Background: an optimization exercise with open tools, aiming at small area. Do not read the settings as production practice. Function was checked by simulation only, so behaviour that the tests miss may differ from the original.

==> images/util_map.png <==
27 x 27 tiles, from dark purple (low) to yellow (high), 0 to 100% covered.
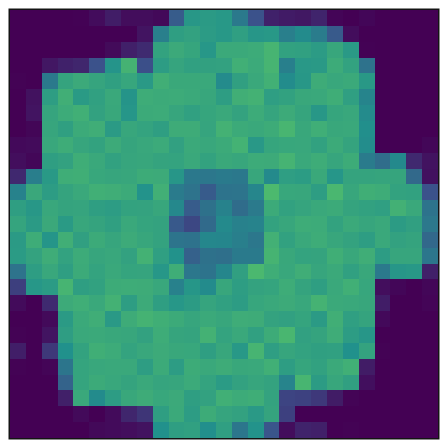
==> images/port_trees.png <==
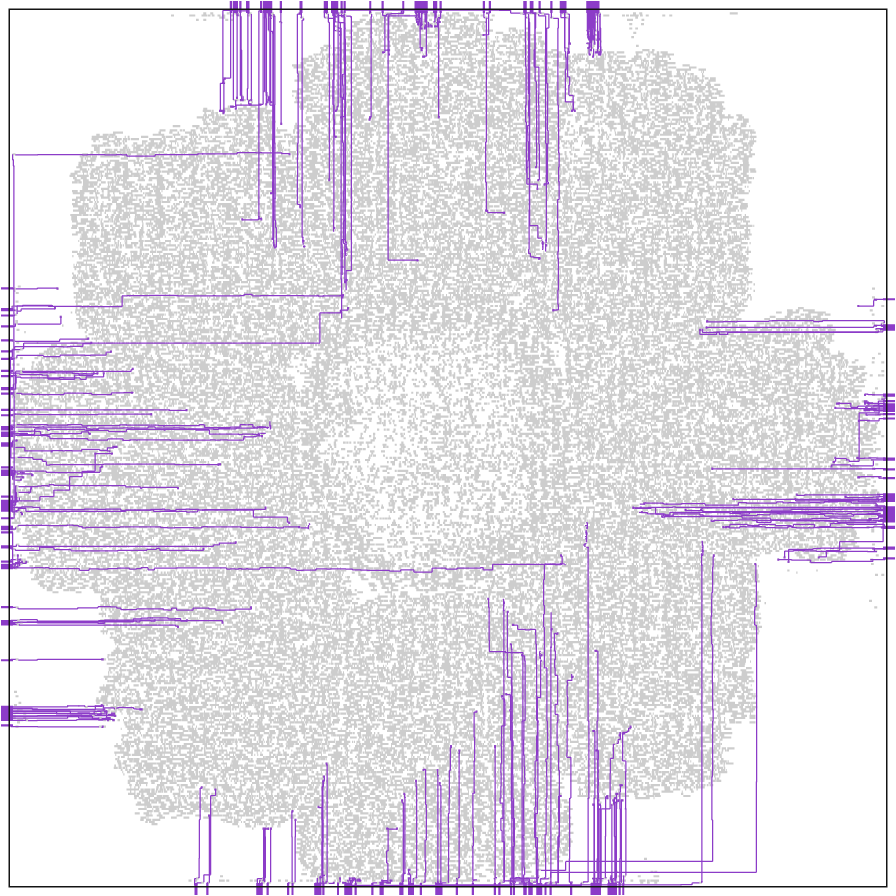
**config.mk**
```make
export PLATFORM = sky130hd
export DESIGN_NAME = systolic_array
export DESIGN_NICKNAME = systolic_array
export VERILOG_FILES = /design/flow/design.v
export SDC_FILE = /design/flow/constraint.sdc
export NUM_CORES = 8
export LEC_CHECK = 0
export CAP_MARGIN = 20
export CORE_MARGIN = 2
export CORE_UTILIZATION = 40
export SLEW_MARGIN = 20
```
**constraint.sdc**
```tcl
create_clock -name core_clock -period 12.0 [get_ports {clk}]
set_input_delay 2.4000 -clock core_clock [delete_from_list [all_inputs] [get_ports {clk}]]
set_output_delay 2.4000 -clock core_clock [all_outputs]
set_load 0.01 [all_outputs]
```
**design.v**
```verilog
`timescale 1ns/1ps
module systolic_array #(
    parameter DATA_WIDTH = 8,
    parameter ACC_WIDTH = 32,
    parameter ARRAY_SIZE = 8
)(
    input  logic                          clk,
    input  logic                          rst_n,
    input  logic                          load_weights,    
    input  logic                          start_compute,   
    input  logic                          clear_acc,       
    input  logic [ARRAY_SIZE*DATA_WIDTH-1:0] weight_in,
    input  logic [$clog2(ARRAY_SIZE)-1:0] weight_row,
    input  logic [ARRAY_SIZE*DATA_WIDTH-1:0] activation_in,
    input  logic                          activation_valid,
    input  logic [ARRAY_SIZE*ACC_WIDTH-1:0] partial_sum_in,
    output logic [ARRAY_SIZE*ACC_WIDTH-1:0] result_out,
    output logic                          result_valid,
    output logic                          busy
);
    typedef enum logic [1:0] {
        IDLE,
        COMPUTE,
        OUTPUT
    } state_t;
    state_t state;
    logic signed [DATA_WIDTH-1:0] weights [0:ARRAY_SIZE-1][0:ARRAY_SIZE-1];
    logic signed [ACC_WIDTH-1:0] accum [0:ARRAY_SIZE-1][0:ARRAY_SIZE-1];
    logic [$clog2(ARRAY_SIZE*2+4)-1:0] cycle_count;
    logic [$clog2(ARRAY_SIZE)-1:0] out_col;
    assign busy = (state != IDLE);
    assign result_valid = (state == OUTPUT);
    generate
        for (genvar r = 0; r < ARRAY_SIZE; r++) begin : gen_result_mux
            always_comb begin
                result_out[r*ACC_WIDTH +: ACC_WIDTH] = accum[r][out_col];
            end
        end
    endgenerate
    integer i, j;
    integer k_idx;
    integer c_idx;
    always @(posedge clk or negedge rst_n) begin
        if (!rst_n) begin
            state <= IDLE;
            cycle_count <= '0;
            out_col <= '0;
            for (i = 0; i < ARRAY_SIZE; i++) begin
                for (j = 0; j < ARRAY_SIZE; j++) begin
                    weights[i][j] <= '0;
                    accum[i][j] <= '0;
                end
            end
        end else begin
            if (load_weights) begin
                for (j = 0; j < ARRAY_SIZE; j++) begin
                    weights[weight_row][j] <= weight_in[j*DATA_WIDTH +: DATA_WIDTH];
                end
            end
            case (state)
                IDLE: begin
                    cycle_count <= '0;
                    out_col <= '0;
                    if (clear_acc) begin
                        for (i = 0; i < ARRAY_SIZE; i++) begin
                            for (j = 0; j < ARRAY_SIZE; j++) begin
                                accum[i][j] <= '0;
                            end
                        end
                    end
                    if (start_compute) begin
                        for (i = 0; i < ARRAY_SIZE; i++) begin
                            for (j = 0; j < ARRAY_SIZE; j++) begin
                                accum[i][j] <= $signed(partial_sum_in[i*ACC_WIDTH +: ACC_WIDTH]);
                            end
                        end
                        state <= COMPUTE;
                    end
                end
                COMPUTE: begin
                    if (activation_valid) begin
                        c_idx = int'(cycle_count);
                        for (i = 0; i < ARRAY_SIZE; i++) begin
                            k_idx = c_idx - i;
                            if ((k_idx >= 0) && (k_idx < ARRAY_SIZE)) begin
                                for (j = 0; j < ARRAY_SIZE; j++) begin
                                    accum[i][j] <= accum[i][j] +
                                                   $signed(activation_in[i*DATA_WIDTH +: DATA_WIDTH]) * $signed(weights[k_idx][j]);
                                end
                            end
                        end
                    end
                    cycle_count <= cycle_count + 1'b1;
                    if (cycle_count >= (ARRAY_SIZE*2 - 1)) begin
                        state <= OUTPUT;
                        cycle_count <= '0;
                        out_col <= '0;
                    end
                end
                OUTPUT: begin
                    if (out_col == $clog2(ARRAY_SIZE)'(ARRAY_SIZE-1)) begin
                        state <= IDLE;
                        out_col <= '0;
                    end else begin
                        out_col <= out_col + 1'b1;
                    end
                end
                default: begin
                    state <= IDLE;
                end
            endcase
        end
    end
endmodule
```
**run.sh**
```bash
#!/bin/bash
# synth_recipe.tcl (not shown) runs the flow's synth.tcl, then flattens the netlist and writes it again
# the make line also repeats each setting of config.mk as NAME=value (left out here)
make -C /OpenROAD-flow-scripts/flow DESIGN_CONFIG=/design/flow/config.mk WORK_HOME=/design/flow/orfs CLKGATE_MAP_FILE= SYNTH_SCRIPT=/design/flow/synth_recipe.tcl finish
```
==> key figures <==
Outcome
  • Status: complete, no violations

Final layout
  • Inverters: 6817
  • NonClk Buf Share: 3.08%
  • Post-Layout Cell Count: 65798
  • Sequential share of cell area: 12.3%
  • Fillers: 116789
  • Storage cell area: 0.0643 mm^2
  • Clock Network Area Fraction: 2.56%

Floorplan
  • Die Area: 1.21 mm^2

Detailed routing
  • Number of iterations in the first detailed-routing pass: 13
  • Iter 0 DRT Violations: 44016
  • Routed wire length: 1940000 um

Synthesis
  • Number of synthesized flops with an enable pin: 0
  • Post-synth top area cell: fa_1
  • Synth warn: 3
  • Cells after Synth: 49489
  • Mapped Nets: 63089
  • Predominant post-synthesis flop cell: dfrtp_1

Clocking
  • CTS tree: built
  • Setup repair bufs after CTS: 0
  • Post-CTS Resized: 0

Hold path
  • Hold crit path type: register to register

Global route
  • Vias in the first global route: 396267
  • Aggregate global routing overflow: 0
  • Tot GR Track Use: 31.8%
  • GR Util met1: 39.5%
  • Initial antenna violation count: 327
  • Met3 Resource Use GR: 11.7%

Critical path
  • Critical path capture point: accum[13][28]
  • Cell depth of the worst flop-to-flop path: 27

Timing
  • Worst-Margin Slew: 1.45 ns
  • Setup Skew: 0.102 ns
  • Final worst path period need: 10.85 ns
  • Crit share post-route: 90.4%

Flow run
  • Max-cap viol count: 0

Placement
  • Routability cong.: 1.03
-- util_map.png (at the start) --
nearly empty tiles: 19%
mean over tiles: 42%
fullest tile: 68%
Core Area: 1.20 mm^2
final core area utilization: 43.6%
Initial Util: 40.1%

-- port_trees.png (at the start) --
| color | port | bits | direction | edge | end cells | wire |
|---|---|---|---|---|---|---|
| purple | partial_sum_in | 256 | input | 77 top, 72 bottom, 66 left, 41 right | 287 | 42.5 mm |
I/O pin total: 651
buffers added on ports: 650

-- cells in the mapped netlist, types with 906 or more instances --
master    count
nor2_1     2618
nand2_1    3440
o21ai_0    1558
dfrtp_1    2570
inv_1      6810
and2_1     1697
xnor2_1    1321
mux2_2      924
clkbuf_1   2315
ha_1       4439
fa_1       8768
a21oi_1    3574
a22oi_1     906
-- routing by layer --
| layer | part of all wire, % | vias to the layer above |
|---|---|---|
| li1 | - | 164369 |
| met3 | 12 | 4501 |
| met4 | 8.1 | 162 |
| met1 | 37 | 199679 |
| met2 | 42 | 20013 |
| met5 | 0.093 | - |
-- logic make-up (layout without fill, tap and decap cells) --
family	Yosys count	count (layout)	share of synthesized area, %
AOI/OAI and AO/OA	10638	10638	14.6
xor gates and xnor gates	1819	1819	3.32
adders and majority gates	13207	13207	48.2
buffers and inverters	9551	9344	7.49
DFF	2570	2570	13.4
muxes	988	988	2.30
other	0	558	0
and+or+nand+nor	10716	10716	10.7

re-timing with driven ports:
How much do the figures lean on ideal ports? The routed layout below was timed once more, with nothing changed but the port constraints. Step 1: set_driving_cell puts a clkbuf_16 on clk and a buf_2 on each other input, an assumption about the parent block. Step 2 times the ports against the registers' clock, not the clock port: input delays grow and output delays shrink by t, the midpoint of the rising clock arrivals with the driver on. Three values: no drivers, after step 1, after step 2; two values: the first two.
t, ns: 1.351
setup WS [ns]: 1.148 / 1.148 / 1.148
worst setup path at the end: register to register
After both steps this run still meets setup and hold. The setup slack of this run moves by 0.000 ns with the drivers and by 0.000 ns with both steps.
